Background: an optimization exercise with open tools, aiming at small area. Do not read the settings as production practice.
In this exercise RTL edits were held to simulation tests only and were not proved equivalent to the original.
Some runs may be left out. An edit can pass the tests and still lose a function that they never use.
Power figures rest on the tool's default switching activity, not on a simulated workload.

==> flow/design.v <==
module debounce (input i_clk, input i_rst, input i_switch, output o_LED);
parameter MAX = 255;
reg [7:0] r_counter;
reg r_switch;
always @ (posedge i_clk)
	begin
	if (i_rst)
		begin
		r_switch <= 1'b0;
		r_counter <= 0;
		end
	else if (i_switch != r_switch && r_counter < MAX)
		begin
		r_counter <= r_counter + 1;
		end
	else if (r_counter == MAX)
		begin
		r_switch <= i_switch;
		r_counter <= 0;
		end
	else
		begin
		r_counter <= 0;
		end
	end
	assign o_LED = r_switch;
endmodule
module sync_generator(input i_Clk, input i_Rst, output reg [9:0] o_col_num, output reg[9:0] o_row_num, output o_h_sync, output o_v_sync);
parameter TOTAL_COLS = 800;
parameter TOTAL_ROWS = 525;
parameter ACTIVE_COLS = 640;
parameter ACTIVE_ROWS = 480;
always @ (posedge i_Clk)
	begin
	if (i_Rst)
		begin
		o_col_num <= 0;
		o_row_num <= 0;
		end
	else if (o_col_num < TOTAL_COLS)
		begin
		o_col_num <= o_col_num + 1;
		end
	else
		begin
		o_col_num <= 0;
		if (o_row_num < TOTAL_ROWS)
			begin
			o_row_num <= o_row_num + 1;
			end
		else
			begin
			o_row_num <= 0;
			end
		end
	end
assign o_h_sync = o_col_num < (ACTIVE_COLS) ? 1'b1 : 1'b0;
assign o_v_sync = o_row_num < (ACTIVE_ROWS) ? 1'b1 : 1'b0;
endmodule
module PorchShit(input i_Clk, input i_Rst, input i_Vsync, input i_Hsync, input [9:0] i_col_num, input [9:0] i_row_num, output o_Vsync, output o_Hsync);
parameter TOTAL_COLS = 800;
parameter TOTAL_ROWS = 525;
parameter ACTIVE_COLS = 640;
parameter ACTIVE_ROWS = 480;
parameter H_FrontPorch = 18;
parameter H_BackPorch = 50;
parameter V_FrontPorch = 10;
parameter V_BackPorch = 33;
reg r_Hporch;
reg r_Vporch;
always @ (posedge i_Clk) 
	begin
	if (i_Rst)
		r_Hporch <= 1'b0;
	else if ((i_col_num < (ACTIVE_COLS + H_FrontPorch)) | (i_col_num > (TOTAL_COLS - H_BackPorch - 2)))
		r_Hporch <= 1'b1;
	else 
		r_Hporch <= 1'b0;
	end
always @ (posedge i_Clk)
	begin
	if (i_Rst)
		r_Vporch <= 1'b0;
	else if ((i_row_num < (ACTIVE_ROWS + V_FrontPorch)) | (i_row_num > (TOTAL_ROWS - V_BackPorch)))
		r_Vporch <= 1'b1;
	else
		r_Vporch <= 1'b0;
	end
assign o_Hsync = i_Hsync | r_Hporch;
assign o_Vsync = i_Vsync | r_Vporch;
endmodule
module Pong (input i_Clk, input i_Rst, input i_left_up, input i_left_down, input i_right_up, input i_right_down, input [9:0] i_col_num, input [9:0] i_row_num, output [2:0] o_reds, output [2:0] o_greens, output [2:0] o_blues);
parameter ACTIVE_COLS = 640;
parameter ACTIVE_ROWS = 480;
reg [8:0] r_left_mover;
reg [8:0] r_right_mover;
reg r_left_up;
reg r_left_down;
reg r_right_up;
reg r_right_down;
always @ (posedge i_Clk)
	begin
	r_left_up <= i_left_up;
	r_left_down <= i_left_down;
	if (i_Rst)
		begin
		r_left_up <= 1'b0;
		r_left_down <= 1'b0;
		r_left_mover <= 240;
		end
	else if ((r_left_up == 0) && (i_left_up == 1))  
		begin
		if (r_left_mover > 31)
			r_left_mover <= r_left_mover - 30;
		else
			r_left_mover <= 450;
		end
	else if ((r_left_down == 0) && (i_left_down == 1))  
		begin
		if (r_left_mover < 449)
			r_left_mover <= r_left_mover + 30;
		else
			r_left_mover <= 30;
		end
	else
		r_left_mover <= r_left_mover;
	end
always @ (posedge i_Clk)
	begin
	r_right_up <= i_right_up;
	r_right_down <= i_right_down;
	if (i_Rst)
		begin
		r_right_up <= 1'b0;
		r_right_down <= 1'b0;
		r_right_mover <= 240;
		end
	else if ((r_right_down == 0) && (i_right_down == 1))	 
		begin
		if (r_right_mover < 449)
			r_right_mover <= r_right_mover + 30;
		else
			r_right_mover <= 30;
		end
	else if ((r_right_up == 0) && (i_right_up == 1))
		begin
		if (r_right_mover > 31)
			r_right_mover <= r_right_mover - 30;
		else
			r_right_mover <= 450;
		end
	else
		r_right_mover <= r_right_mover;
	end
reg [2:0] r_rightPaddle_blues;
reg [2:0] r_rightPaddle_greens;
reg [2:0] r_rightPaddle_reds;
reg [2:0] r_leftPaddle_blues;
reg [2:0] r_leftPaddle_greens;
reg [2:0] r_leftPaddle_reds;
always @ (posedge i_Clk)
	begin
	if (i_Rst)
		begin
		r_rightPaddle_blues <= 3'b000;
		r_rightPaddle_greens <= 3'b000;
		r_rightPaddle_reds <= 3'b000;
		r_leftPaddle_blues <= 3'b000;
		r_leftPaddle_greens <= 3'b000;
		r_leftPaddle_reds <= 3'b000;
		end
	else if (i_col_num > 5 && i_col_num < 10)
		begin
		if (i_row_num > (r_left_mover - 30) && i_row_num < (r_left_mover + 30))
			begin
			r_leftPaddle_blues <= 3'b111;
			r_leftPaddle_greens <= 3'b111;
			r_leftPaddle_reds <= 3'b111;
			end
		else
			begin
			r_leftPaddle_blues <= 3'b000;
			r_leftPaddle_greens <= 3'b000;
			r_leftPaddle_reds <= 3'b000;
			end
		end	
	else if (i_col_num > (ACTIVE_COLS - 10) && i_col_num < (ACTIVE_COLS - 5))
		begin
		if (i_row_num > (r_right_mover - 30) && i_row_num < (r_right_mover + 30))
			begin
			r_rightPaddle_blues <= 3'b111;
			r_rightPaddle_greens <= 3'b111;
			r_rightPaddle_reds <= 3'b111;
			end
		else
			begin
			r_rightPaddle_blues <= 3'b000;
			r_rightPaddle_greens <= 3'b000;
			r_rightPaddle_reds <= 3'b000;
			end
		end
	else
		begin
		r_rightPaddle_blues <= 3'b000;
		r_rightPaddle_greens <= 3'b000;
		r_rightPaddle_reds <= 3'b000;
		r_leftPaddle_blues <= 3'b000;
		r_leftPaddle_greens <= 3'b000;
		r_leftPaddle_reds <= 3'b000;
		end
	end
reg [8:0] r_ball_row_center;
reg [9:0] r_ball_col_center;
parameter START = 0;
parameter MOVERIGHT = 1;
parameter MOVELEFT = 2;
parameter OUT = 3;	
reg [2:0] BALLSTATE;  
parameter STRAIGHT = 0;
parameter UP = 1;
parameter DOWN = 2;
reg [2:0] VERTICALSTATE;
reg r_tenth;
reg [3:0] r_clk_divider;
parameter DIVIDER_MAX = 15;  
wire w_ball_step = (r_clk_divider >= DIVIDER_MAX) && (r_tenth == 1'b0);
always @ (posedge i_Clk)
	begin
	if (i_Rst)
		begin
		r_tenth <= 1'b0;
		r_clk_divider <= 0;
		end
	else if (r_clk_divider < DIVIDER_MAX)
		r_clk_divider <= r_clk_divider + 1;
	else
		begin
		r_tenth <= ~r_tenth;
		r_clk_divider <= 0;
		end
	end
reg [9:0] r_delay;  
always @ (posedge i_Clk)
	begin
	if (i_Rst)
		begin
		r_ball_row_center <= 240;
		r_ball_col_center <= 15;
		BALLSTATE <= OUT;
		VERTICALSTATE <= STRAIGHT;
		r_delay <= 0;
		end
	else if (w_ball_step)
	case(BALLSTATE)
		START:
			begin
			r_ball_row_center <= 240;
			r_ball_col_center <= 15;
			BALLSTATE <= MOVERIGHT;
			VERTICALSTATE <= STRAIGHT;
			end
		MOVERIGHT:	
			begin
			if (r_ball_col_center < (ACTIVE_COLS - 15))
				begin
				r_ball_col_center <= r_ball_col_center + 1;
				case (VERTICALSTATE)
					STRAIGHT:
						r_ball_row_center <= r_ball_row_center;
					UP:
						begin
						if (r_ball_row_center > 5)
							r_ball_row_center <= r_ball_row_center - 1;
						else
							r_ball_row_center <= 474;
						end
					DOWN:
						begin
						if (r_ball_row_center < 474)
							r_ball_row_center <= r_ball_row_center + 1;
						else
							r_ball_row_center <= 5;
						end
				endcase
				end
			else
				begin
				if ((r_ball_row_center >= r_right_mover - 30) && (r_ball_row_center <= r_right_mover + 30))
					begin
					BALLSTATE <= MOVELEFT;
					if (r_ball_row_center == r_right_mover)
						VERTICALSTATE <= STRAIGHT;
					else if (r_ball_row_center > r_right_mover)
						VERTICALSTATE <= DOWN;
					else
						VERTICALSTATE <= UP;
					end
				else
					BALLSTATE <= OUT;
				end
			end
		MOVELEFT:
			begin
			if (r_ball_col_center > 15)
				begin
				r_ball_col_center <= r_ball_col_center - 1;
				case (VERTICALSTATE)
					STRAIGHT:
						r_ball_row_center <= r_ball_row_center;
					UP:
						begin
						if (r_ball_row_center > 5)
							r_ball_row_center <= r_ball_row_center - 1;
						else
							r_ball_row_center <= 474;
						end
					DOWN:
						begin
						if (r_ball_row_center < 474)
							r_ball_row_center <= r_ball_row_center + 1;
						else
							r_ball_row_center <= 5;
						end
				endcase
				end
			else
				begin
				if ((r_ball_row_center >= r_left_mover - 30) && (r_ball_row_center <= r_left_mover + 30))
					begin
					BALLSTATE <= MOVERIGHT;
					if (r_ball_row_center == r_left_mover)
						VERTICALSTATE <= STRAIGHT;
					else if (r_ball_row_center > r_left_mover)
						VERTICALSTATE <= DOWN;
					else
						VERTICALSTATE <= UP;
					end
				else
					BALLSTATE <= OUT;
				end
			end
		OUT:
			begin
			if (r_delay < 1000)
				r_delay <= r_delay + 1;
			else
				begin
				r_delay <= 0;
				BALLSTATE <= START;
				end
			end
		endcase
	end
reg [2:0] r_ball_reds;
reg [2:0] r_ball_blues;
reg [2:0] r_ball_greens;
always @ (posedge i_Clk)
	begin
	if (i_Rst)
		begin
		r_ball_blues <= 3'b000;
		r_ball_reds <= 3'b000;
		r_ball_greens <= 3'b000;
		end
	else if ((i_col_num > r_ball_col_center - 5) && (i_col_num <= r_ball_col_center + 5))
		begin
		if ((i_row_num > r_ball_row_center - 5) && (i_row_num <= r_ball_row_center + 5))
			begin
			r_ball_blues <= 3'b111;
			r_ball_reds <= 3'b111;
			r_ball_greens <= 3'b111;
			end
		else
			begin
			r_ball_blues <= 3'b000;
			r_ball_reds <= 3'b000;
			r_ball_greens <= 3'b000;
			end
		end
	else
		begin
		r_ball_blues <= 3'b000;
		r_ball_reds <= 3'b000;
		r_ball_greens <= 3'b000;
		end
	end
assign o_reds = r_leftPaddle_reds | r_rightPaddle_reds | r_ball_reds;
assign o_blues = r_leftPaddle_blues | r_rightPaddle_blues | r_ball_blues;
assign o_greens = r_ball_greens | r_leftPaddle_greens | r_rightPaddle_greens;
endmodule
module Pong_Top (input i_Clk, input i_Rst, input i_Switch_2, input i_Switch_1, input i_Switch_3, input i_Switch_4,
   output o_VGA_HSync,
   output o_VGA_VSync,
   output o_VGA_Red_0,
   output o_VGA_Red_1,
   output o_VGA_Red_2,
   output o_VGA_Grn_0,
   output o_VGA_Grn_1,
   output o_VGA_Grn_2,
   output o_VGA_Blu_0,
   output o_VGA_Blu_1,
   output o_VGA_Blu_2);
wire w_switch_1;
wire w_switch_2;
wire w_switch_3;
wire w_switch_4;
debounce debounceinit(.i_clk(i_Clk), .i_rst(i_Rst), .i_switch(i_Switch_1), .o_LED(w_switch_1));
debounce debounceinit2(.i_clk(i_Clk), .i_rst(i_Rst), .i_switch(i_Switch_2), .o_LED(w_switch_2));
debounce debounceinit3(.i_clk(i_Clk), .i_rst(i_Rst), .i_switch(i_Switch_3), .o_LED(w_switch_3));
debounce debounceinit4(.i_clk(i_Clk), .i_rst(i_Rst), .i_switch(i_Switch_4), .o_LED(w_switch_4));
wire [9:0] w_col_num;
wire [9:0] w_row_num;
wire w_firstHsync;
wire w_firstVsync;
sync_generator sync_generatorinit(.i_Clk(i_Clk), .i_Rst(i_Rst), .o_col_num(w_col_num), .o_row_num(w_row_num), .o_h_sync(w_firstHsync), .o_v_sync(w_firstVsync));
wire [2:0] w_reds;
wire [2:0] w_blues;
wire [2:0] w_greens;
Pong Ponginit(.i_Clk(i_Clk), .i_Rst(i_Rst), .i_left_up(w_switch_1), .i_left_down(w_switch_2), .i_right_up(w_switch_3), .i_right_down(w_switch_4), .i_col_num(w_col_num), .i_row_num(w_row_num), .o_reds(w_reds), .o_greens(w_greens), .o_blues(w_blues));
wire w_FinalVsync;
wire w_FinalHsync;
PorchShit PorchShitinit(.i_Clk(i_Clk), .i_Rst(i_Rst), .i_Vsync(w_firstVsync), .i_Hsync(w_firstHsync), .i_col_num(w_col_num), .i_row_num(w_row_num), .o_Vsync(w_FinalVsync), .o_Hsync(w_FinalHsync));
assign o_VGA_HSync = w_FinalHsync;
assign o_VGA_VSync = w_FinalVsync;
assign o_VGA_Red_0 = w_reds[0];
assign o_VGA_Red_1 = w_reds[1];
assign o_VGA_Red_2 = w_reds[2];
assign o_VGA_Grn_0 = w_greens[0];
assign o_VGA_Grn_1 = w_greens[1];
assign o_VGA_Grn_2 = w_greens[2];
assign o_VGA_Blu_0 = w_blues[0];
assign o_VGA_Blu_1 = w_blues[1];
assign o_VGA_Blu_2 = w_blues[2];
endmodule	
==> flow/run.sh <==
#!/bin/bash
# synth_recipe.tcl (not shown) runs the flow's synth.tcl, then flattens the netlist and writes it again
# the make line also repeats each setting of config.mk as NAME=value (left out here)
make -C /OpenROAD-flow-scripts/flow DESIGN_CONFIG=/design/flow/config.mk WORK_HOME=/design/flow/orfs CLKGATE_MAP_FILE= SYNTH_SCRIPT=/design/flow/synth_recipe.tcl finish
==> flow/config.mk <==
export PLATFORM = sky130hd
export DESIGN_NAME = Pong_Top
export DESIGN_NICKNAME = Pong_Top
export VERILOG_FILES = /design/flow/design.v
export SDC_FILE = /design/flow/constraint.sdc
export NUM_CORES = 4
export LEC_CHECK = 0
export CAP_MARGIN = 20
export CORE_MARGIN = 2
export CORE_UTILIZATION = 40
export SLEW_MARGIN = 20
==> flow/constraint.sdc <==
create_clock -name core_clock -period 40.0 [get_ports {i_Clk}]
set_input_delay 8.0000 -clock core_clock [delete_from_list [all_inputs] [get_ports {i_Clk}]]
set_output_delay 8.0000 -clock core_clock [all_outputs]
set_load 0.01 [all_outputs]
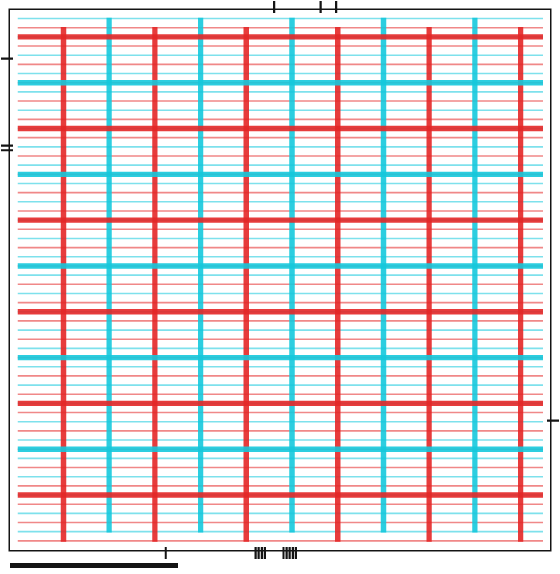
Fig. 1. Supply network (run 1).
Scale bar: 50 um. Pins as bars on the die edge.
color	net
red	VSS
cyan	VDD
met4 straps	11
met5 straps	11
signal pins	17
rows	57
met1 rails	58
Horiz. Die Dim: 160 um
Die Y: 160 um

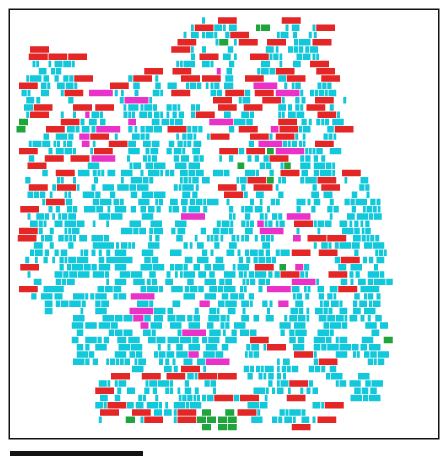
Fig. 2. Cells colored by class (run 1).
Scale bar: 50 um.
color	class	cells
green	remaining buffers and delay cells	21
magenta	clock drivers and dummy loads	32
cyan	remaining logic cells	1,044
red	registers	119
post-route core utilization: 44.2%
core footprint: 0.0242 sq mm
# rows: 57
Seq area share: 22.3%
Design Area, Final: 0.0107 sq mm

==> impl_metrics.ini, run 1 <==
[outcome]
status = timing/DRC/antenna clean

[pwr]
p_total_uw = 282
vdd_ir_drop_max_mv = 0.0270
power_density_mw_per_mm2 = 26.3
p_leak_uw = 0.00441

[clock_network]
post_cts_resized = 0
root_buffer = clkbuf_16
clock_latency_ps = 430
cts_max_path_buffers = 2
cts_hold_buf = 0
numCtsBuffers = 17
postCtsSetupBuffers = 0
h-tree-depth = 4
tritoncts = yes
path_clk_slew_ps = 60
cts_sinks = 119

[sta]
setup_viol = 0
max_freq_ghz = 0.100
fin_crit_sh_pct = 25.0
worstMarginPinSlew_ps = 927
hold_violations = 0
slew-limit-headroom_pct = 37.7
skew_ps = 10.6
drv_slew = 0
setup_tns_ps = 0
rsz0062_at_grt = no
min_period_ps = 10000
holdWs_ps = 446

[layout]
final_cell_mix = ha_1, nor2_1, dfxtp_1
fin_nets = 1350
n_fill_cell = 2432
seqCellArea_sq_mm = 0.00238
syn2layout_area_growth_pct = 9.46
drive_above_1_share_pct = 4.77
multi_input_area_sq_mm = 0.00694
final_common_cell = ha_1
n_antenna_cell = 0

[logic_synthesis]
synth_warnings = 4
syn_area_per_cell_sq_um = 8.00
async_reset_ff_share_pct = 0
synth_seq_area_share_pct = 24.4
synth_seq_cells = 119
syn_area_sq_mm = 0.00977
yosysUniqueCellTypes = 76
synthFlopType = dfxtp_1
syn-num-nets = 1369
synth_edf_count = 0
syn_inst = 1222

[critical_path]
critPathMaxFanout = 13
start_kind = flop
critPathArrivalTime_ps = 2000
critPathRequiredTime_ps = 32000
critPathLaunch = sync_generatorinit.o_row_num[6]$_SDFFE_PP0P_
r2r-start = Ponginit.r_left_mover[1]$_SDFFE_PP0P_
worst_setup_path_end_kind = output pin
path_class = flop to output pin

[global_routing]
antenna_found_initial = 0
grt_max_degree = 45
grtUsageTotal_pct = 19.6
grt_overflow = 0
grt_pass1_vias = 8145
grt_first_pass_wirelength_um = 41300

[route]
finalWirelength_um = 24700
post_drt_via_cell_ratio = 5.56
final_antenna_net_count = 0
drt_first_pass_iters = 6
wl_per_cell_um = 16.0
drt_iter0_markers = 547
vias = 8561
drc_errors = 0

[floorplanning]
die_area_sq_mm = 0.0257
start_util_pct = 40.4
pin_count = 17

[placed_design]
gp_congestion = 0.890
dpl_cell_area_sq_mm = 0.0101
io_buffers = 16
dp_hpwl_um = 18100

[job]
maxCapViolCount = 0

[worst_hold_path]
hold_path_startpoint = debounceinit3.r_counter[0]$_SDFF_PP0_
min_path_type = flop to flop
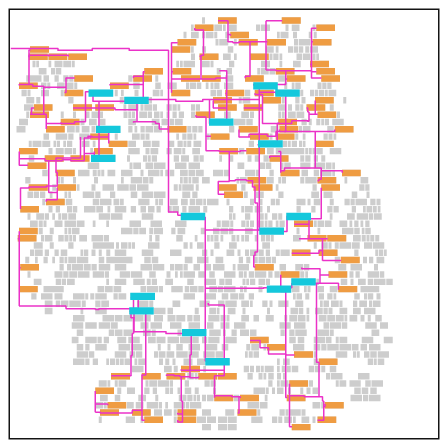
Fig. 3. Clock network drawn from the DEF (run 1).
[cyan] clock-net drivers | count: 17
[orange] flip-flops | count: 119
[magenta] clock wires | length: 1,910 um
flops lie	spread over the die

run 1: critical path, cell delays in order (launching register included):
cell             delay (ps)
dfxtp_1                 660
and4_1                  350
o21bai_1                 80
clkdlybuf4s50_1         490
run 1: final timing paths:
kind | to | slack (ps) | depth (start not counted)
min | debounceinit3.r_counter[0]$_SDFF_PP0_ | 450 | 1
max | o_VGA_VSync | 30000 | 3
min reg2reg | debounceinit3.r_counter[0]$_SDFF_PP0_ | 450 | 1
max reg2reg | Ponginit.VERTICALSTATE[0]$_SDFFE_PP0P_ | 35980 | 13
run 1: through the flow:
stage / setup WS (ps) / std cells
finish: 30000 / 1540
global route: 29900 / 1540
CTS: 29980 / 1540
detailed placement: 30210 / 1508
global placement: 30300 / 1508
floorplan: 30630 / 1222
run 1: final cells by class:
| class | count | area share (%) |
|---|---|---|
| multi-input cells | 993 | 64.9 |
| flip-flops and latches | 119 | 22.3 |
| clock buffers | 17 | 3.98 |
| well taps | 324 | 3.79 |
| repair buffers | 21 | 1.80 |
| inverters | 51 | 1.79 |
| clock inverters | 15 | 1.46 |
run 1: cell usage after synthesis, drive strengths merged (13+ instances only):
cell	count	area [sq um]
ha	140	1750
nor2	132	495
dfxtp	119	2380
nand2	87	327
a21oi	67	335
o21ai	65	325
xnor2	61	534
nand3	52	260
xor2	51	447
inv	50	188
clkbuf	39	148
nor3	31	155
o21a	30	225
nand4	27	169
and3	22	138
buf	20	108
nand2b	20	125
nor2b	17	106
a31oi	14	87.6
or3	14	87.6
a21o	13	97.6
o211ai	13	103
run 1: state kept, by name (all words and copies together) (netlist names), 9 cells and up:
signal                        cells
Ponginit.r_delay                 10
sync_generatorinit.o_row_num     10
Ponginit.r_ball_row_center        9
Ponginit.r_ball_col_center       10
sync_generatorinit.o_col_num     10
run 1: power breakdown:
| group | internal (uW) | leakage [uW] | switching, uW | total (uW) |
|---|---|---|---|---|
| registers | 120 | 0.000962 | 1.31 | 121 |
| clock network | 88.4 | 0.000289 | 65.8 | 154 |
| logic | 2.58 | 0.00316 | 3.98 | 6.57 |
| total | 211 | 0.00441 | 71.1 | 282 |
run 1: cells by family (layout without fill, tap and decap cells):
kind of cell	after synthesis	in the layout	synth area share (%)
mux	4	4	0.410
fa+ha+maj	149	149	19.0
simple gates	450	450	22.5
compound gates	277	277	18.9
buf+inv	110	104	4.57
flops	119	119	24.4
xor+xnor	113	113	10.3
run 1: routing by layer:
metal	GRT usage (%)	vias up	share of wire [%]	wire [um]
met5	0	-	0	0
met4	6.51	0	2.1	528
met3	2.84	34	3.3	819
met2	33.1	168	47	11700
met1	25.7	3998	47	11600
li1	-	4361	-	-
## Run 2: files that changed since run 1, shown whole
==> flow/design.v <==
module Pong_Top (input i_Clk, input i_Rst, input i_Switch_2, input i_Switch_1, input i_Switch_3, input i_Switch_4,
   output o_VGA_HSync,
   output o_VGA_VSync,
   output o_VGA_Red_0,
   output o_VGA_Red_1,
   output o_VGA_Red_2,
   output o_VGA_Grn_0,
   output o_VGA_Grn_1,
   output o_VGA_Grn_2,
   output o_VGA_Blu_0,
   output o_VGA_Blu_1,
   output o_VGA_Blu_2);
wire [3:0] w_raw = {i_Switch_4, i_Switch_3, i_Switch_2, i_Switch_1};
reg  [7:0] r_cnt [0:3];
reg  [3:0] r_sw;      
reg  [3:0] r_prev;    
wire [3:0] w_rise = r_sw & ~r_prev;
genvar g;
generate for (g = 0; g < 4; g = g + 1) begin : db
  always @(posedge i_Clk) begin
    r_prev[g] <= r_sw[g];
    if (i_Rst) begin
      r_sw[g] <= 1'b0;
      r_cnt[g] <= 8'd0;
    end else if (&r_cnt[g]) begin
      r_sw[g] <= w_raw[g];
      r_cnt[g] <= 8'd0;
    end else if (w_raw[g] != r_sw[g])
      r_cnt[g] <= r_cnt[g] + 8'd1;
    else
      r_cnt[g] <= 8'd0;
  end
end endgenerate
reg [9:0] r_col;    
reg [4:0] r_rq;     
reg [4:0] r_rr;     
wire w_col_end = r_col[9] & r_col[8] & r_col[5];               
wire w_row_end = r_rq[4] & r_rq[0] & (&r_rr[3:0]);              
wire w_rr_end  = r_rr[4] & r_rr[3] & r_rr[2] & r_rr[0];         
always @(posedge i_Clk) begin
  if (i_Rst) begin
    r_col <= 10'd0;
    r_rq <= 5'd0;
    r_rr <= 5'd0;
  end else if (!w_col_end)
    r_col <= r_col + 10'd1;
  else begin
    r_col <= 10'd0;
    if (w_row_end) begin
      r_rq <= 5'd0;
      r_rr <= 5'd0;
    end else if (w_rr_end) begin
      r_rq <= r_rq + 5'd1;
      r_rr <= 5'd0;
    end else
      r_rr <= r_rr + 5'd1;
  end
end
reg r_vsync;
always @(posedge i_Clk)
  r_vsync <= i_Rst | ~(r_rq == 5'd16 && r_rr >= 5'd10 && r_rr <= 5'd12);    
assign o_VGA_HSync = ~(r_col >= 10'd659 && r_col <= 10'd749);
assign o_VGA_VSync = r_vsync;
reg [3:0] r_kl, r_kr;    
always @(posedge i_Clk) begin
  if (i_Rst)
    r_kl <= 4'd8;
  else if (w_rise[0])
    r_kl <= (r_kl == 4'd1) ? 4'd15 : r_kl - 4'd1;
  else if (w_rise[1])
    r_kl <= (r_kl == 4'd15) ? 4'd1 : r_kl + 4'd1;
end
always @(posedge i_Clk) begin
  if (i_Rst)
    r_kr <= 4'd8;
  else if (w_rise[3])
    r_kr <= (r_kr == 4'd15) ? 4'd1 : r_kr + 4'd1;
  else if (w_rise[2])
    r_kr <= (r_kr == 4'd1) ? 4'd15 : r_kr - 4'd1;
end
localparam S_START = 2'd0, S_RIGHT = 2'd1, S_LEFT = 2'd2, S_OUT = 2'd3;
reg [1:0] r_state;
reg       r_vmove;     
reg       r_vdir;      
reg [4:0] r_bq;        
reg [4:0] r_br;        
reg [9:0] r_bc;        
reg [4:0] r_div;
wire w_step = (r_div == 5'd15);
always @(posedge i_Clk) begin
  if (i_Rst)
    r_div <= 5'd0;
  else
    r_div <= r_div + 5'd1;
end
wire w_at_right = r_bc[9] & r_bc[6] & r_bc[5] & r_bc[4] & r_bc[0];    
wire w_at_left  = ~|r_bc[9:4];                                      
wire w_at_delay = (&r_bc[9:4]) & (&r_bc[2:0]);                       
wire [3:0] w_k = r_state[0] ? r_kr : r_kl;
wire w_q_eq = (r_bq == {1'b0, w_k});
wire w_q_lo = (r_bq + 5'd1 == {1'b0, w_k});
wire w_q_hi = (r_bq == {1'b0, w_k} + 5'd1);
wire w_r0   = (r_br == 5'd0);
wire w_hit  = w_q_eq | w_q_lo | (w_q_hi & w_r0);
wire w_same = w_q_eq & w_r0;
wire w_down = (w_q_eq & ~w_r0) | (w_q_hi & w_r0);
wire w_top = (r_bq == 5'd0) && (r_br == 5'd5);      
wire w_bot = (r_bq == 5'd15) && (r_br == 5'd24);    
always @(posedge i_Clk) begin
  if (i_Rst) begin
    r_state <= S_OUT;
    r_vmove <= 1'b0;
    r_vdir <= 1'b0;
    r_bq <= 5'd8;
    r_br <= 5'd0;
    r_bc <= 10'd15;
  end else if (w_step) begin
    case (r_state)
      S_START: begin
        r_bq <= 5'd8;
        r_br <= 5'd0;
        r_bc <= 10'd15;
        r_vmove <= 1'b0;
        r_state <= S_RIGHT;
      end
      S_RIGHT, S_LEFT: begin
        if (r_state[0] ? !w_at_right : !w_at_left) begin
          r_bc <= r_state[0] ? r_bc + 10'd1 : r_bc - 10'd1;
          if (r_vmove) begin
            if (r_vdir) begin
              if (w_bot) begin
                r_bq <= 5'd0;
                r_br <= 5'd5;
              end else if (r_br == 5'd29) begin
                r_bq <= r_bq + 5'd1;
                r_br <= 5'd0;
              end else
                r_br <= r_br + 5'd1;
            end else begin
              if (w_top) begin
                r_bq <= 5'd15;
                r_br <= 5'd24;
              end else if (r_br == 5'd0) begin
                r_bq <= r_bq - 5'd1;
                r_br <= 5'd29;
              end else
                r_br <= r_br - 5'd1;
            end
          end
        end else if (w_hit) begin
          r_state <= r_state[0] ? S_LEFT : S_RIGHT;
          r_vmove <= ~w_same;
          r_vdir <= w_down;
        end else begin
          r_state <= S_OUT;
          r_vdir <= r_state[0];
          r_bc <= 10'd15;
        end
      end
      S_OUT: begin
        if (w_at_delay)
          r_state <= S_START;
        else
          r_bc <= r_bc + 10'd1;
      end
    endcase
  end
end
wire w_parked = (r_state == S_OUT) || (r_state == S_START);
wire [9:0] w_bcol = w_parked ? (r_vdir ? 10'd625 : 10'd15) : r_bc;
wire [5:0] w_dr = {1'b0, r_rr} + 6'd32 - {1'b0, r_br};    
wire [4:0] w_dq = r_rq - r_bq;
wire w_ball_row = ((w_dq == 5'd0) && (w_dr >= 6'd28) && (w_dr <= 6'd37)) ||
                  ((w_dq == 5'd1) && (w_dr <= 6'd7)) ||
                  ((w_dq == 5'h1f) && (w_dr >= 6'd58));
wire [10:0] w_dc = {1'b0, r_col} + 11'd4 - {1'b0, w_bcol};
wire w_ball_col = (w_dc <= 11'd9);
wire w_pad_l = (r_col >= 10'd6) && (r_col <= 10'd9) &&
               ((r_rq == {1'b0, r_kl}) || ((r_rq + 5'd1 == {1'b0, r_kl}) && (r_rr != 5'd0)));
wire w_pad_r = (r_col >= 10'd631) && (r_col <= 10'd634) &&
               ((r_rq == {1'b0, r_kr}) || ((r_rq + 5'd1 == {1'b0, r_kr}) && (r_rr != 5'd0)));
reg r_white;
always @(posedge i_Clk)
  r_white <= ~i_Rst & (w_pad_l | w_pad_r | (w_ball_row & w_ball_col));
assign o_VGA_Red_0 = r_white;
assign o_VGA_Red_1 = r_white;
assign o_VGA_Red_2 = r_white;
assign o_VGA_Grn_0 = r_white;
assign o_VGA_Grn_1 = r_white;
assign o_VGA_Grn_2 = r_white;
assign o_VGA_Blu_0 = r_white;
assign o_VGA_Blu_1 = r_white;
assign o_VGA_Blu_2 = r_white;
endmodule
==> flow/config.mk <==
export PLATFORM = sky130hd
export DESIGN_NAME = Pong_Top
export DESIGN_NICKNAME = Pong_Top
export VERILOG_FILES = /design/flow/design.v
export SDC_FILE = /design/flow/constraint.sdc
export NUM_CORES = 4
export LEC_CHECK = 0
export CAP_MARGIN = 20
export CORE_MARGIN = 2
export CORE_UTILIZATION = 40
export CTS_BUF_LIST = sky130_fd_sc_hd__clkbuf_8
export SLEW_MARGIN = 20
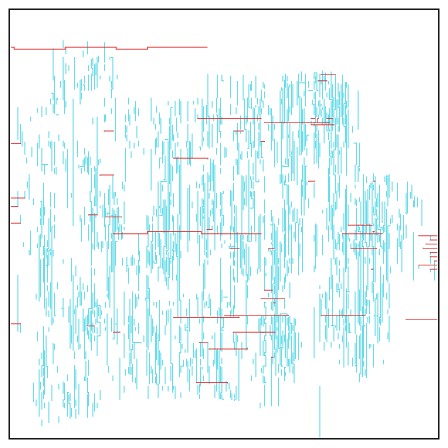
Fig. 4. Signal wires by layer (run 2).
Two of the layers only.
color	layer	wire length
cyan	M2	7,170 um
red	M3	408 um
Total Routing Usage GR: 16.6%
per-cell routed wire length: 14.2 um
via count: 6,068

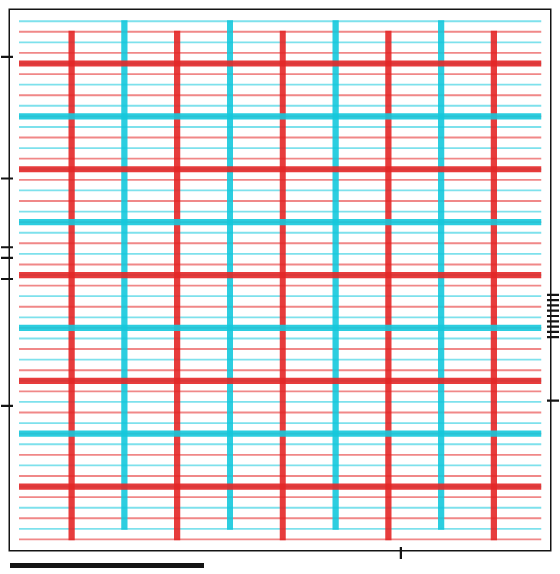
Fig. 5. Supply network (run 2).
Scale bar: 50 um. Pins as bars on the die edge.
color	net
red	VSS
cyan	VDD
met5 straps	9
rows	49
signal pins	17
met4 straps	9
met1 rails	50

==> impl_metrics.ini, run 2 <==
[pwr]
pwr-share-clk_pct = 39.8
vdd_ir_drop_max_mv = 0.0207
p_sw_uw = 44.9
p_int_uw = 133
switching_share_pct = 25.3
pwr-share-seq_pct = 56.6

[layout]
largest_reg_flops = 32
n_fill_cell = 1815
n_antenna_cell = 0
drive_above_1_share_pct = 5.03

[floorplanning]
core_sq_mm = 0.0179
pin_count = 17
die_h_um = 139
die_area_sq_mm = 0.0193

[logic_synthesis]
yosysTopAreaCell = dfxtp_1
syn_area_per_cell_sq_um = 8.19
syn_inst = 889
syn_area_sq_mm = 0.00728
synth_seq_area_share_pct = 27.2
yosys.cell_count.top_type = dfxtp_1

[placed_design]
gp_congestion = 0.817
io_buffers = 16
dp_hpwl_um = 11500

[route]
drc_errors = 0
final_antenna_net_count = 0

[clock_network]
clock_latency_ps = 390
post_cts_resized = 0
cts_hold_buf = 0

[sta]
worstMarginPinSlew_ps = 853
hold_violations = 0
max_freq_ghz = 0.0992
rsz0062_at_grt = no

[global_routing]
antenna_found_initial = 0
grt_overflow = 0
grt_pass1_vias = 5704

[critical_path]
max_stage_delay_ps = 560
critPathMaxFanout = 6
cp_cell_sequence = inv_1 > ha_1 > nor2_1 > a21oi_1 > o21ai_0 > clkdlybuf4s50_1
cp_slowest_cell = clkdlybuf4s50_1
critPathArrivalTime_ps = 2090

[worst_hold_path]
min_path_type = flop to flop

[outcome]
status = timing/DRC/antenna clean
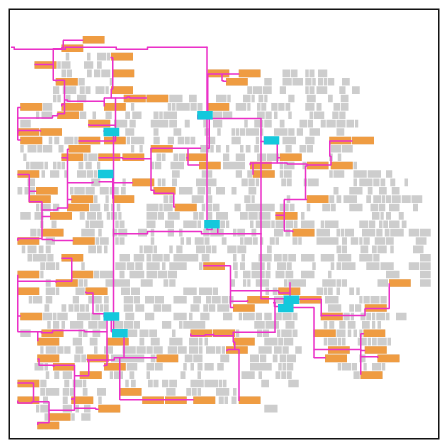
Fig. 6. Clock network drawn from the DEF (run 2).
[orange] flip-flops | count: 99
[magenta] clock wires | length: 1,350 um
[cyan] clock-net drivers | count: 9
routed clock nets	10

-- run 2: kinds of logic (layout without fill, tap and decap cells) --
group	Yosys count	after routing	share of synthesized area, %
AO/OA/AOI/OAI	204	204	19.2
multiplexers	25	25	3.70
XOR/XNOR	80	80	9.92
flip-flops	99	99	27.2
AND/OR/NAND/NOR	313	313	21.8
adder cells (fa/ha/maj)	66	66	11.7
buffers and inverters	102	88	6.53
-- run 2: through the flow --
stage | cell area, sq um | hold slack, ps | total power (uW) | setup WS (ps) | cells
global placement | 7470 | 382 | 109 | 30170 | 1088
global route | 7680 | 412 | 185 | 29740 | 1104
detailed placement | 7470 | 385 | 109 | 30120 | 1088
finish | 7680 | 396 | 177 | 29910 | 1104
CTS | 7680 | 400 | 180 | 29890 | 1104
floorplan | 7280 | 371 | 107 | 30880 | 889
-- run 2: layout make-up --
class	instances	area (sq um)	share of cell area (%)
Multi-Input combinational cell	688	4820	62.7
Sequential cell	99	1980	25.8
Tap cell	229	287	3.73
Inverter	52	195	2.54
Timing Repair Buffer	20	185	2.41
Clock buffer	9	124	1.61
Clock inverter	7	92.6	1.20
-- run 2: critical path, delay by kind of cell (launching register included) --
family	cells	cell delay [ps]
buffers and inverters	2	680
adder cells (fa/ha/maj)	1	220
AND/OR/NAND/NOR	1	120
AO/OA/AOI/OAI	2	250
flip-flops	1	440
-- run 2: final timing paths --
path / from / end / slack, ps / depth (start not counted)
max: r_col[0]$_SDFF_PP0_ / o_VGA_HSync / 29910 / 6
min: r_sw[1]$_SDFFE_PP0P_ / r_prev[1]$_DFF_P_ / 400 / 0
max reg2reg: r_state[0]$_SDFFE_PP1P_ / r_white$_DFF_P_ / 35870 / 13
min reg2reg: r_sw[1]$_SDFFE_PP0P_ / r_prev[1]$_DFF_P_ / 400 / 0
-- run 2: power groups by stage --
stage               sequential (uW)  clock [uW]  combinational, uW
floorplan                       103           0               4.62
global placement                103           0               6.31
detailed placement              103           0               6.37
CTS                             100        73.2               6.44
global route                    101        76.8               7.26
finish                          100        70.6               6.35
-- run 2: metal layers --
metal	wire (um)	global-route usage [%]	part of all wire [%]	up-vias
met2	7170	27.7	46	75
li1	-	-	-	3137
met1	7820	22.0	50	2836
met3	407	2.35	2.6	20
met4	265	5.64	1.7	0
met5	0	0	0	-
--- run 3 (diff from run 2) ---
--- a/flow/config.mk
+++ b/flow/config.mk
@@ -9,4 +9,3 @@
 export CORE_MARGIN = 2
 export CORE_UTILIZATION = 40
-export CTS_BUF_LIST = sky130_fd_sc_hd__clkbuf_8
 export SLEW_MARGIN = 20
==> impl_metrics.ini, run 3 <==
[logic_synthesis]
syn_area_per_cell_sq_um = 8.19
synth_edf_count = 0
synth_warnings = 2
syn_inst = 889
async_reset_ff_share_pct = 0
synth_commonest_cells = dfxtp_1, nor2_1, ha_1
synth_seq_cells = 99
synthFlopType = dfxtp_1
yosys-top-cells-area = dfxtp_1, ha_1, xnor2_1
syn_area_sq_mm = 0.00728
yosysTopAreaCell = dfxtp_1

[floorplanning]
die_area_sq_mm = 0.0193
die-width_um = 139
die_h_um = 139

[critical_path]
path_class = flop to output pin
critPathRequiredTime_ps = 32000
start_kind = flop
cp_cell_sequence = inv_1 > ha_1 > nor2_1 > a21oi_1 > o21ai_0 > clkdlybuf4s50_1
worst_setup_path_end_kind = output pin
critPathArrivalTime_ps = 2070
max_stage_delay_ps = 570
critPathMaxFanout = 6

[sta]
holdWs_ps = 391
min_period_ps = 10070
hold_violations = 0
fin_crit_sh_pct = 25.2
max_freq_ghz = 0.0993
setup_tns_ps = 0
drv_slew = 0
setup_viol = 0
rsz0062_at_grt = no

[clock_network]
cts_sinks = 99
path_clk_slew_ps = 70
tritoncts = yes
root_buffer = clkbuf_16
cts_hold_buf = 0
cts_max_path_buffers = 2
numCtsBuffers = 9

[placed_design]
io_buffers = 16
dp_hpwl_um = 11500
gp_congestion = 0.817

[route]
drt_first_pass_iters = 5
drc_errors = 0
final_antenna_net_count = 0
wl_per_cell_um = 14.2
drt_iter0_markers = 294

[global_routing]
grt_pass1_vias = 5719
grt_overflow = 0
grt_first_pass_wirelength_um = 27300

[layout]
final_cell_mix = dfxtp_1, nor2_1, ha_1
n_antenna_cell = 0
drive_above_1_share_pct = 5.03

[outcome]
status = timing/DRC/antenna clean

[job]
maxCapViolCount = 0

[pwr]
p_leak_uw = 0.00312
## run 3: cell counts after synthesis
Identical to the previous run, type by type.
## run 3: cells by family after synthesis
kind of cell	count (synthesis)	synth area share [%]
AND/OR/NAND/NOR	313	21.8
adder cells (fa/ha/maj)	66	11.7
XOR/XNOR	80	9.92
AO/OA/AOI/OAI	204	19.2
flip-flops	99	27.2
multiplexers	25	3.70
buffers and inverters	102	6.53
## run 3: layout make-up
class | instances | area, sq um
Inverter | 52 | 195
Sequential cell | 99 | 1980
Timing Repair Buffer | 20 | 185
Tap cell | 229 | 287
Clock buffer | 9 | 225
Fill cell | 1800 | 10100
Multi-Input combinational cell | 688 | 4820
Clock inverter | 7 | 92.6
## run 3: critical path: cells and delay by family (launching register included)
| kind | cells | cell delay (ps) |
|---|---|---|
| DFF | 1 | 420 |
| buffers and inverters | 2 | 690 |
| adders and majority gates | 1 | 220 |
| AOI/OAI and AO/OA | 2 | 270 |
| and+or+nand+nor | 1 | 120 |
## run 3: routing by layer
metal / wire length, um / GRT usage, %
met1: 7780 / 22.1
met2: 7240 / 27.9
met3: 465 / 3.25
met4: 212 / 4.36
met5: 0 / 0
## run 3: worst paths after layout
check	slack, ps	end	from	depth (start not counted)
max	29930	o_VGA_HSync	r_col[0]$_SDFF_PP0_	6
min reg2reg	390	r_prev[1]$_DFF_P_	r_sw[1]$_SDFFE_PP0P_	0
min	390	r_prev[1]$_DFF_P_	r_sw[1]$_SDFFE_PP0P_	0
max reg2reg	35870	r_white$_DFF_P_	r_state[0]$_SDFFE_PP1P_	13
## run 3: metrics by stage
step | total power (uW) | util, % | setup slack [ps]
finish | 199 | 43.5 | 29930
global route | 208 | 43.5 | 29780
CTS | 202 | 43.5 | 29940
detailed placement | 109 | 41.7 | 30120
global placement | 109 | 41.7 | 30170
floorplan | 107 | - | 30880
## run 3: where the power goes
group          switching [uW]  internal, uW  leakage, uW
clock                    42.4          50.3     0.000156
combinational            3.96          2.41      0.00217
sequential               1.04          99.4     0.000800
total                    47.4           152      0.00312
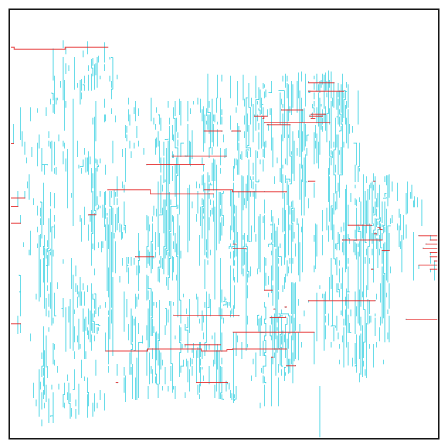
Fig. 7. Signal wires by layer (run 3).
Two of the layers only.
color	layer	wire length
red	M3	466 um
cyan	M2	7,240 um
Total Routing Usage GR: 16.7%
final WL: 15,700 um

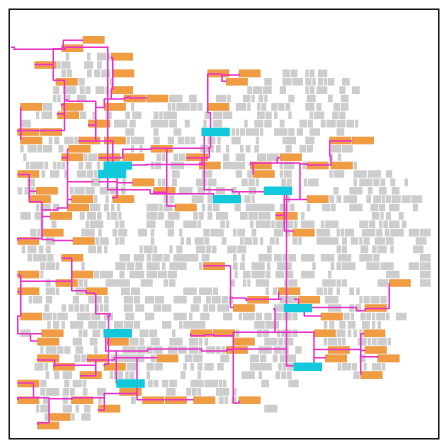
Fig. 8. Clock network drawn from the DEF (run 3).
[cyan] clock-net drivers | count: 9
[magenta] clock wires | length: 1,320 um
[orange] flip-flops | count: 99
routed clock nets	10

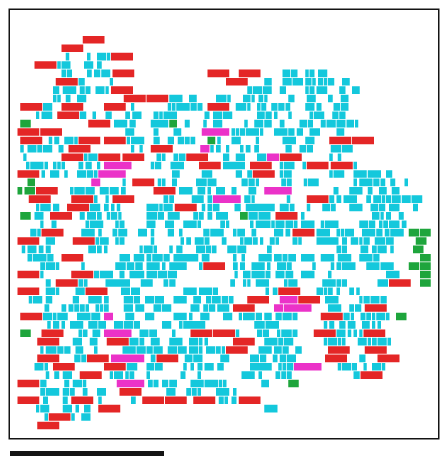
Fig. 9. Cells colored by class (run 3).
Scale bar: 50 um.
color	class	cells
red	registers	99
cyan	remaining logic cells	740
magenta	clock drivers and dummy loads	16
green	remaining buffers and delay cells	20

Fig. 10: run 3, full-chip view from the flow's report step
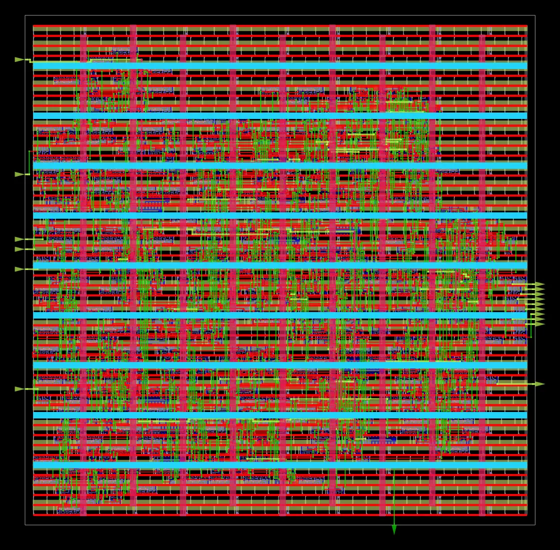

## Run 4: files that changed since run 3, shown whole
==> flow/design.v <==
module Pong_Top (input i_Clk, input i_Rst, input i_Switch_2, input i_Switch_1, input i_Switch_3, input i_Switch_4,
   output o_VGA_HSync,
   output o_VGA_VSync,
   output o_VGA_Red_0,
   output o_VGA_Red_1,
   output o_VGA_Red_2,
   output o_VGA_Grn_0,
   output o_VGA_Grn_1,
   output o_VGA_Grn_2,
   output o_VGA_Blu_0,
   output o_VGA_Blu_1,
   output o_VGA_Blu_2);
function [9:0] inc10(input [9:0] x);
  integer i;
  reg c;
  begin
    c = 1'b1;
    for (i = 0; i < 10; i = i + 1) begin
      inc10[i] = x[i] ^ c;
      c = c & x[i];
    end
  end
endfunction
function [9:0] updn10(input [9:0] x, input dn);
  integer i;
  reg c;
  begin
    c = 1'b1;
    for (i = 0; i < 10; i = i + 1) begin
      updn10[i] = x[i] ^ c;
      c = c & (x[i] ^ dn);
    end
  end
endfunction
function [5:0] sub5(input [4:0] a, input [4:0] b);
  integer i;
  reg c;
  begin
    c = 1'b1;
    for (i = 0; i < 5; i = i + 1) begin
      sub5[i] = a[i] ^ ~b[i] ^ c;
      c = (a[i] & ~b[i]) | ((a[i] | ~b[i]) & c);
    end
    sub5[5] = ~c;
  end
endfunction
function [10:0] sub10(input [9:0] a, input [9:0] b);
  integer i;
  reg c;
  begin
    c = 1'b1;
    for (i = 0; i < 10; i = i + 1) begin
      sub10[i] = a[i] ^ ~b[i] ^ c;
      c = (a[i] & ~b[i]) | ((a[i] | ~b[i]) & c);
    end
    sub10[10] = ~c;
  end
endfunction
wire [3:0] w_raw = {i_Switch_4, i_Switch_3, i_Switch_2, i_Switch_1};
reg  [7:0] r_cnt0, r_cnt1, r_cnt2, r_cnt3;
reg  [3:0] r_sw;      
reg  [3:0] r_prev;    
wire [3:0] w_rise = r_sw & ~r_prev;
function [8:0] db_next(input [7:0] cnt, input raw, input sw, input rst);
  reg z7, term, fb, en;
  begin
    z7 = ~|cnt[6:0];
    term = cnt[7] & z7;
    fb = cnt[7] ^ cnt[5] ^ cnt[4] ^ cnt[3] ^ z7;
    en = (raw ^ sw) & ~term & ~rst;
    db_next[7:0] = en ? {cnt[6:0], fb} : 8'd0;
    db_next[8] = ~rst & (term ? raw : sw);
  end
endfunction
always @(posedge i_Clk) begin
  r_prev <= r_sw;
  {r_sw[0], r_cnt0} <= db_next(r_cnt0, w_raw[0], r_sw[0], i_Rst);
  {r_sw[1], r_cnt1} <= db_next(r_cnt1, w_raw[1], r_sw[1], i_Rst);
  {r_sw[2], r_cnt2} <= db_next(r_cnt2, w_raw[2], r_sw[2], i_Rst);
  {r_sw[3], r_cnt3} <= db_next(r_cnt3, w_raw[3], r_sw[3], i_Rst);
end
reg [9:0] r_col;    
reg [4:0] r_rq;     
reg [4:0] r_rr;     
wire w_col_end = r_col[9] & r_col[8] & r_col[5];               
wire w_row_end = r_rq[4] & r_rq[0] & (&r_rr[3:0]);              
wire w_rr_end  = r_rr[4] & r_rr[3] & r_rr[2] & r_rr[0];         
wire [9:0] w_col_inc = inc10(r_col);
wire [9:0] w_rr_inc = inc10({5'd0, r_rr});
wire [9:0] w_rq_inc = inc10({5'd0, r_rq});
always @(posedge i_Clk) begin
  r_col <= (i_Rst | w_col_end) ? 10'd0 : w_col_inc;
  if (i_Rst | (w_col_end & (w_row_end | w_rr_end)))
    r_rr <= 5'd0;
  else if (w_col_end)
    r_rr <= w_rr_inc[4:0];
  if (i_Rst | (w_col_end & w_row_end))
    r_rq <= 5'd0;
  else if (w_col_end & w_rr_end)
    r_rq <= w_rq_inc[4:0];
end
reg r_vsync;
always @(posedge i_Clk)
  r_vsync <= i_Rst | ~(r_rq == 5'd16 && (r_rr == 5'd10 || r_rr == 5'd11 || r_rr == 5'd12));
wire [10:0] w_h0 = sub10(r_col, 10'd659);
wire [10:0] w_h1 = sub10(10'd749, r_col);
assign o_VGA_HSync = w_h0[10] | w_h1[10];
assign o_VGA_VSync = r_vsync;
reg [3:0] r_kl, r_kr;    
function [3:0] k_step(input [3:0] k, input dn);
  reg [9:0] s;
  begin
    s = updn10({6'd0, k}, dn);
    k_step = s[3:0] | {{3{dn & (k == 4'd1)}}, (dn & (k == 4'd1)) | (~dn & (k == 4'd15))};
  end
endfunction
wire w_l_mv = w_rise[0] | w_rise[1];
wire w_r_mv = w_rise[2] | w_rise[3];
wire [3:0] w_kl_next = k_step(r_kl, w_rise[0]);           
wire [3:0] w_kr_next = k_step(r_kr, ~w_rise[3]);          
always @(posedge i_Clk) begin
  if (i_Rst)
    r_kl <= 4'd8;
  else if (w_l_mv)
    r_kl <= w_kl_next;
  if (i_Rst)
    r_kr <= 4'd8;
  else if (w_r_mv)
    r_kr <= w_kr_next;
end
localparam S_START = 2'd0, S_RIGHT = 2'd1, S_LEFT = 2'd2, S_OUT = 2'd3;
reg [1:0] r_state;
reg       r_vmove;     
reg       r_vdir;      
reg [3:0] r_bq;        
reg [4:0] r_br;        
reg [9:0] r_bs;        
reg [4:0] r_div;
wire [9:0] w_div_inc = inc10({5'd0, r_div});
wire w_step = (r_div == 5'd15);
always @(posedge i_Clk)
  r_div <= i_Rst ? 5'd0 : w_div_inc[4:0];
wire w_at_right = r_bs[9] & r_bs[6] & r_bs[5] & r_bs[3] & r_bs[2] & r_bs[0];    
wire w_at_left  = ~|r_bs[9:4] & ~r_bs[2];                                      
wire w_at_delay = (&r_bs[9:4]) & r_bs[1] & r_bs[0];                            
wire [3:0] w_k = r_state[0] ? r_kr : r_kl;
wire [5:0] w_e = sub5({1'b0, w_k}, {1'b0, r_bq});
wire w_e0  = (w_e == 6'd0);
wire w_e1  = (w_e == 6'd1);
wire w_em1 = (w_e == 6'h3f);
wire w_r0   = (r_br == 5'd0);
wire w_hit  = w_e0 | w_e1 | (w_em1 & w_r0);
wire w_same = w_e0 & w_r0;
wire w_down = (w_e0 & ~w_r0) | (w_em1 & w_r0);
wire w_moving = r_state[0] ? ~w_at_right : ~w_at_left;
wire w_top = (r_bq == 4'd0) && (r_br == 5'd5);      
wire w_bot = (r_bq == 4'd15) && (r_br == 5'd24);    
wire w_r29 = r_br[4] & r_br[3] & r_br[2] & r_br[0];
wire [9:0] w_br_step = updn10({5'd0, r_br}, ~r_vdir);
wire [9:0] w_bq_step = updn10({6'd0, r_bq}, ~r_vdir);
wire [9:0] w_bs_step = updn10(r_bs, r_state == S_LEFT);
always @(posedge i_Clk) begin
  if (i_Rst) begin
    r_state <= S_OUT;
    r_vdir <= 1'b0;
    r_bq <= 4'd8;
    r_br <= 5'd0;
    r_bs <= 10'd11;
  end else if (w_step) begin
    case (r_state)
      S_START: begin
        r_bq <= 4'd8;
        r_br <= 5'd0;
        r_bs <= 10'd11;
        r_vmove <= 1'b0;
        r_state <= S_RIGHT;
      end
      S_RIGHT, S_LEFT: begin
        if (w_moving) begin
          r_bs <= w_bs_step;
          if (r_vmove) begin
            if (r_vdir) begin
              if (w_bot) begin
                r_bq <= 4'd0;
                r_br <= 5'd5;
              end else if (w_r29) begin
                r_bq <= w_bq_step[3:0];
                r_br <= 5'd0;
              end else
                r_br <= w_br_step[4:0];
            end else begin
              if (w_top) begin
                r_bq <= 4'd15;
                r_br <= 5'd24;
              end else if (w_r0) begin
                r_bq <= w_bq_step[3:0];
                r_br <= 5'd29;
              end else
                r_br <= w_br_step[4:0];
            end
          end
        end else if (w_hit) begin
          r_state <= r_state[0] ? S_LEFT : S_RIGHT;
          r_vmove <= ~w_same;
          r_vdir <= w_down;
        end else begin
          r_state <= S_OUT;
          r_vdir <= r_state[0];
          r_bs <= 10'd11;
        end
      end
      S_OUT: begin
        if (w_at_delay)
          r_state <= S_START;
        else
          r_bs <= w_bs_step;
      end
    endcase
  end
end
wire w_parked = ~(r_state[0] ^ r_state[1]);    
wire [9:0] w_bcol = w_parked ? (r_vdir ? 10'd621 : 10'd11) : r_bs;
wire [5:0] w_dq = sub5(r_rq, {1'b0, r_bq});
wire [5:0] w_dr = sub5(r_rr, r_br);     
wire w_dr_lo = ~w_dr[5] | (w_dr[4:2] == 3'b111);                        
wire w_dr_hi = w_dr[5] | (w_dr[4:3] == 2'b00 & ~(w_dr[2] & w_dr[1]));   
wire w_ball_row = ((w_dq == 6'd0) & w_dr_lo & w_dr_hi) ||
                  ((w_dq == 6'd1) & w_dr[5] & ~w_dr[4] & ~w_dr[3]) ||    
                  ((w_dq == 6'h3f) & ~w_dr[5] & w_dr[4] & w_dr[3] & (w_dr[2] | w_dr[1]));               
wire [10:0] w_dc = sub10(r_col, w_bcol);
wire w_ball_col = ~w_dc[10] & ~|w_dc[9:4] & ~(w_dc[3] & (w_dc[2] | w_dc[1]));    
wire [3:0] w_kx = r_col[9] ? r_kr : r_kl;
wire [5:0] w_dp = sub5(r_rq, {1'b0, w_kx});
wire w_pad_col = (r_col == 10'd6) || (r_col == 10'd7) || (r_col == 10'd8) || (r_col == 10'd9) ||
                 (r_col == 10'd631) || (r_col == 10'd632) || (r_col == 10'd633) || (r_col == 10'd634);
wire w_pad = w_pad_col & ((w_dp == 6'd0) | ((w_dp == 6'h3f) & (r_rr != 5'd0)));
reg r_white;
always @(posedge i_Clk)
  r_white <= ~i_Rst & (w_pad | (w_ball_row & w_ball_col));
assign o_VGA_Red_0 = r_white;
assign o_VGA_Red_1 = r_white;
assign o_VGA_Red_2 = r_white;
assign o_VGA_Grn_0 = r_white;
assign o_VGA_Grn_1 = r_white;
assign o_VGA_Grn_2 = r_white;
assign o_VGA_Blu_0 = r_white;
assign o_VGA_Blu_1 = r_white;
assign o_VGA_Blu_2 = r_white;
endmodule
==> flow/config.mk <==
export PLATFORM = sky130hd
export DESIGN_NAME = Pong_Top
export DESIGN_NICKNAME = Pong_Top
export VERILOG_FILES = /design/flow/design.v
export SDC_FILE = /design/flow/constraint.sdc
export NUM_CORES = 4
export LEC_CHECK = 0
export CAP_MARGIN = 20
export CORE_MARGIN = 2
export CORE_UTILIZATION = 40
export CTS_BUF_LIST = sky130_fd_sc_hd__clkbuf_8
export SLEW_MARGIN = 20
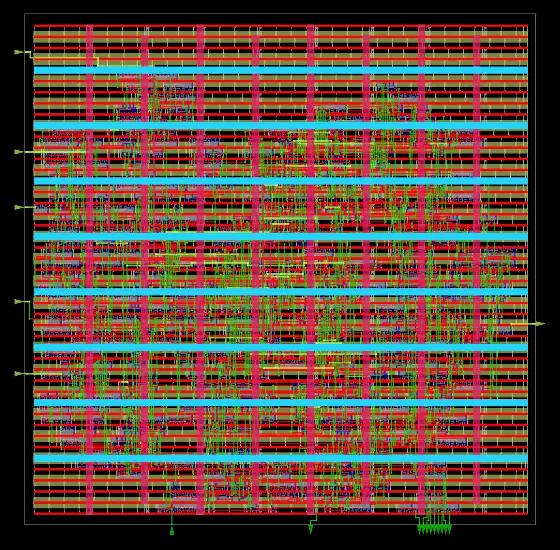
Fig. 11. Full-chip view from the flow's report step (run 4).
Horiz. Die Dim: 125 um
Design Area, Final: 0.00626 sq mm

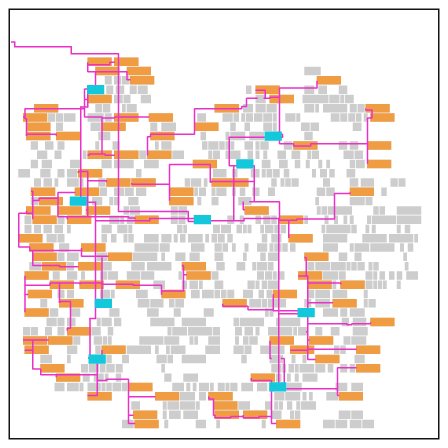
Fig. 12. Clock network drawn from the DEF (run 4).
[orange] flip-flops | count: 98
[cyan] clock-net drivers | count: 9
[magenta] clock wires | length: 1,280 um
flops lie	spread over the die

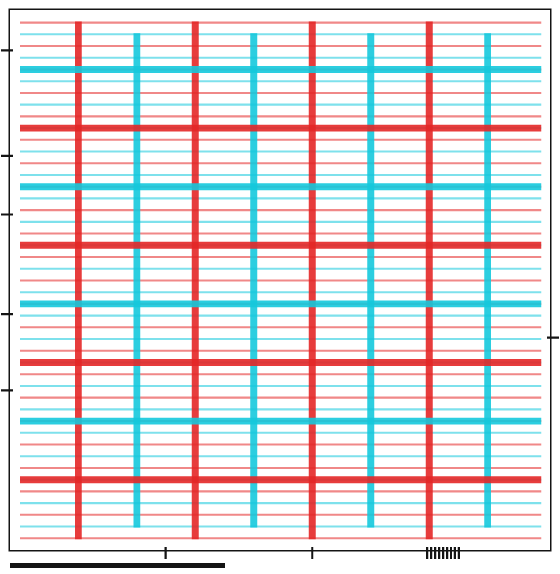
Fig. 13. Supply network (run 4).
Scale bar: 50 um. Pins as bars on the die edge.
color	net
red	VSS
cyan	VDD
signal pins	17
met4 straps	8
met1 rails	45

==> impl_metrics.ini, run 4 <==
[logic_synthesis]
synth_xor_area_share_pct = 5.50
synth_edf_count = 1
syn_area_sq_mm = 0.00589
async_reset_ff_share_pct = 0
yosysTopAreaCell = dfxtp_1
synthMuxAreaShare_pct = 2.83
yosys.area_share.simple_pct = 23.2
synth_top_family_by_area = simple AND/OR/NAND/NOR gates
yosys.cell_count.top_type = dfxtp_1
yosys-top-cells-area = dfxtp_1, fa_1, ha_1
synth_seq_cells = 98
synth_seq_area_share_pct = 33.5
yosysUniqueCellTypes = 65
syn_area_per_cell_sq_um = 9.00
syn_inst = 654
synthAdderAreaFrac_pct = 14.3

[route]
drc_errors = 0
finalWirelength_um = 12200
drt_iter0_markers = 271
vias = 4507
post_drt_via_cell_ratio = 5.44
wl_per_cell_um = 14.7
final_antenna_net_count = 0
drt_first_pass_iters = 4

[job]
maxCapViolCount = 0

[placed_design]
gp_congestion = 0.857
dp_hpwl_um = 8830
io_buffers = 16

[layout]
drive_above_1_share_pct = 5.90
largest_registers = r_bs x10, r_col x10
n_fill_cell = 1408
syn2layout_area_growth_pct = 6.25
seqCellArea_sq_mm = 0.00197
final_cell_mix = dfxtp_1, inv_1, nor2_1
n_antenna_cell = 0
fin_nets = 699

[pwr]
p_total_uw = 169
power_density_mw_per_mm2 = 27.0
vdd_ir_drop_max_mv = 0.0260

[worst_hold_path]
hold_path_startpoint = r_sw[2]$_DFF_P_
holdPathEnd = r_prev[2]$_DFF_P_

[sta]
rsz0062_at_grt = no
min_period_ps = 10260
drv_slew = 0
skew_ps = 9.15
hold_violations = 0
worstMarginPinSlew_ps = 1000
max_freq_ghz = 0.0975
setup_tns_ps = 0

[critical_path]
r2r-start = r_state[0]$_SDFFE_PP1P_
reg2reg_slack_ps = 34250
critPathArrivalTime_ps = 2260
start_kind = flop
path_class = flop to output pin
r2r_end = r_white$_DFF_P_

[global_routing]
grtUsageTotal_pct = 16.0
antenna_found_initial = 0

[clock_network]
cts_max_path_buffers = 2
post_cts_resized = 0
cts_hold_buf = 0

[floorplanning]
rows = 44
core_sq_mm = 0.0145
pin_count = 17
die_area_sq_mm = 0.0157

[outcome]
status = timing/DRC/antenna clean
[run 4: cell count changes after synthesis, sizes merged, moves of 24 or more]
cell / delta
nor2: -47
ha: -31
nand3: -29
a21oi: -28
o21ai: -28
and2: +24
[run 4: cell families after synthesis]
logic type	Yosys count
and+or+nand+nor	243
AOI/OAI and AO/OA	119
DFF	98
buffers and inverters	87
adders and majority gates	54
xor gates and xnor gates	37
muxes	16
[run 4: cell type report]
cell class,instances,area share [%]
inverter,43,2.58
sequential,98,31.5
clock buffer,10,2.20
timing repair buffer,18,2.80
clock inverter,6,0.920
multi-input combinational,469,56.3
tap,184,3.68
[run 4: worst max path at each step]
stage / from / depth (start not counted) / slack, ps / end
2_1_floorplan: r_col[1]$_SDFF_PP0_ / 7 / 30700 / o_VGA_HSync
6_report: r_col[1]$_SDFF_PP0_ / 8 / 29740 / o_VGA_HSync
3_5_place_dp: i_Rst / 5 / 29840 / r_vmove$_DFFE_PP_
5_1_grt: r_col[1]$_SDFF_PP0_ / 8 / 29560 / o_VGA_HSync
3_3_place_gp: i_Rst / 5 / 29870 / r_vmove$_DFFE_PP_
4_1_cts: r_col[1]$_SDFF_PP0_ / 8 / 29710 / o_VGA_HSync
[run 4: critical path, stage by stage (launching register included)]
cell             delay, ps
dfxtp_1                440
ha_1                   240
inv_1                   80
ha_1                   180
a21oi_1                140
nor3_1                  60
nor3_1                 150
o21ai_0                100
clkdlybuf4s50_1        480
[run 4: power by group]
group / leakage (uW) / switching [uW] / internal [uW]
Sequential: 0.000795 / 0.724 / 98.6
Combinational: 0.00155 / 3.17 / 2.18
Clock: 0.000101 / 38.6 / 25.9
Total: 0.00245 / 42.5 / 127
[run 4: metrics by stage]
stage | setup WS, ps | cells | cell area, sq um | util (%)
after floorplan | 30700 | 654 | 5890 | -
after CTS | 29710 | 828 | 6260 | 43.2
after global placement | 29870 | 812 | 6060 | 41.9
after detailed placement | 29840 | 812 | 6060 | 41.9
after global routing | 29560 | 828 | 6260 | 43.2
final | 29740 | 828 | 6260 | 43.2
[run 4: routing by layer]
metal  global-route usage (%)  wire length, um  share of wire [%]
met5                        0                0                  0
met4                     6.67              224                1.8
met3                     2.57              374                3.1
met2                     25.9             5730                 47
met1                     21.2             5840                 48

## what the ideal ports hide
The flow's constraints put no driver on any port. The routed layouts listed below were extracted and timed again, unchanged, in two steps. Step 1 sets driving cells, clkbuf_16 on the clock port and buf_2 on the other inputs (assumed; they add their load-dependent delay and slew). Step 2 adds t to the input delays and takes it off the output delays; t is the mean of the earliest and latest rising clock arrival at the registers after step 1. Input paths then give back, and output paths get back, about the clock's delay inside the block. a / b / c = ideal ports / drivers / drivers and shift; a / b = the first two.
| run | t (ns) | setup slack, ns | worst setup path at the end | slew at the worst register clock pin (ns) | worst slew at a driven data input, ns |
|---|---|---|---|---|---|
| run 1 | 0.465 | 30.001 / 29.958 / 30.207 | input to register | 0.07 / 0.07 | 0.03 |
| run 2 | 0.421 | 29.915 / 29.876 / 30.104 | input to register | 0.11 / 0.11 | 0.03 |
| run 3 | 0.395 | 29.934 / 29.893 / 30.090 | input to register | 0.08 / 0.08 | 0.03 |
| run 4 | 0.418 | 29.742 / 29.707 / 29.871 | input to register | 0.10 / 0.10 | 0.03 |
After both steps every run listed still meets setup and hold.
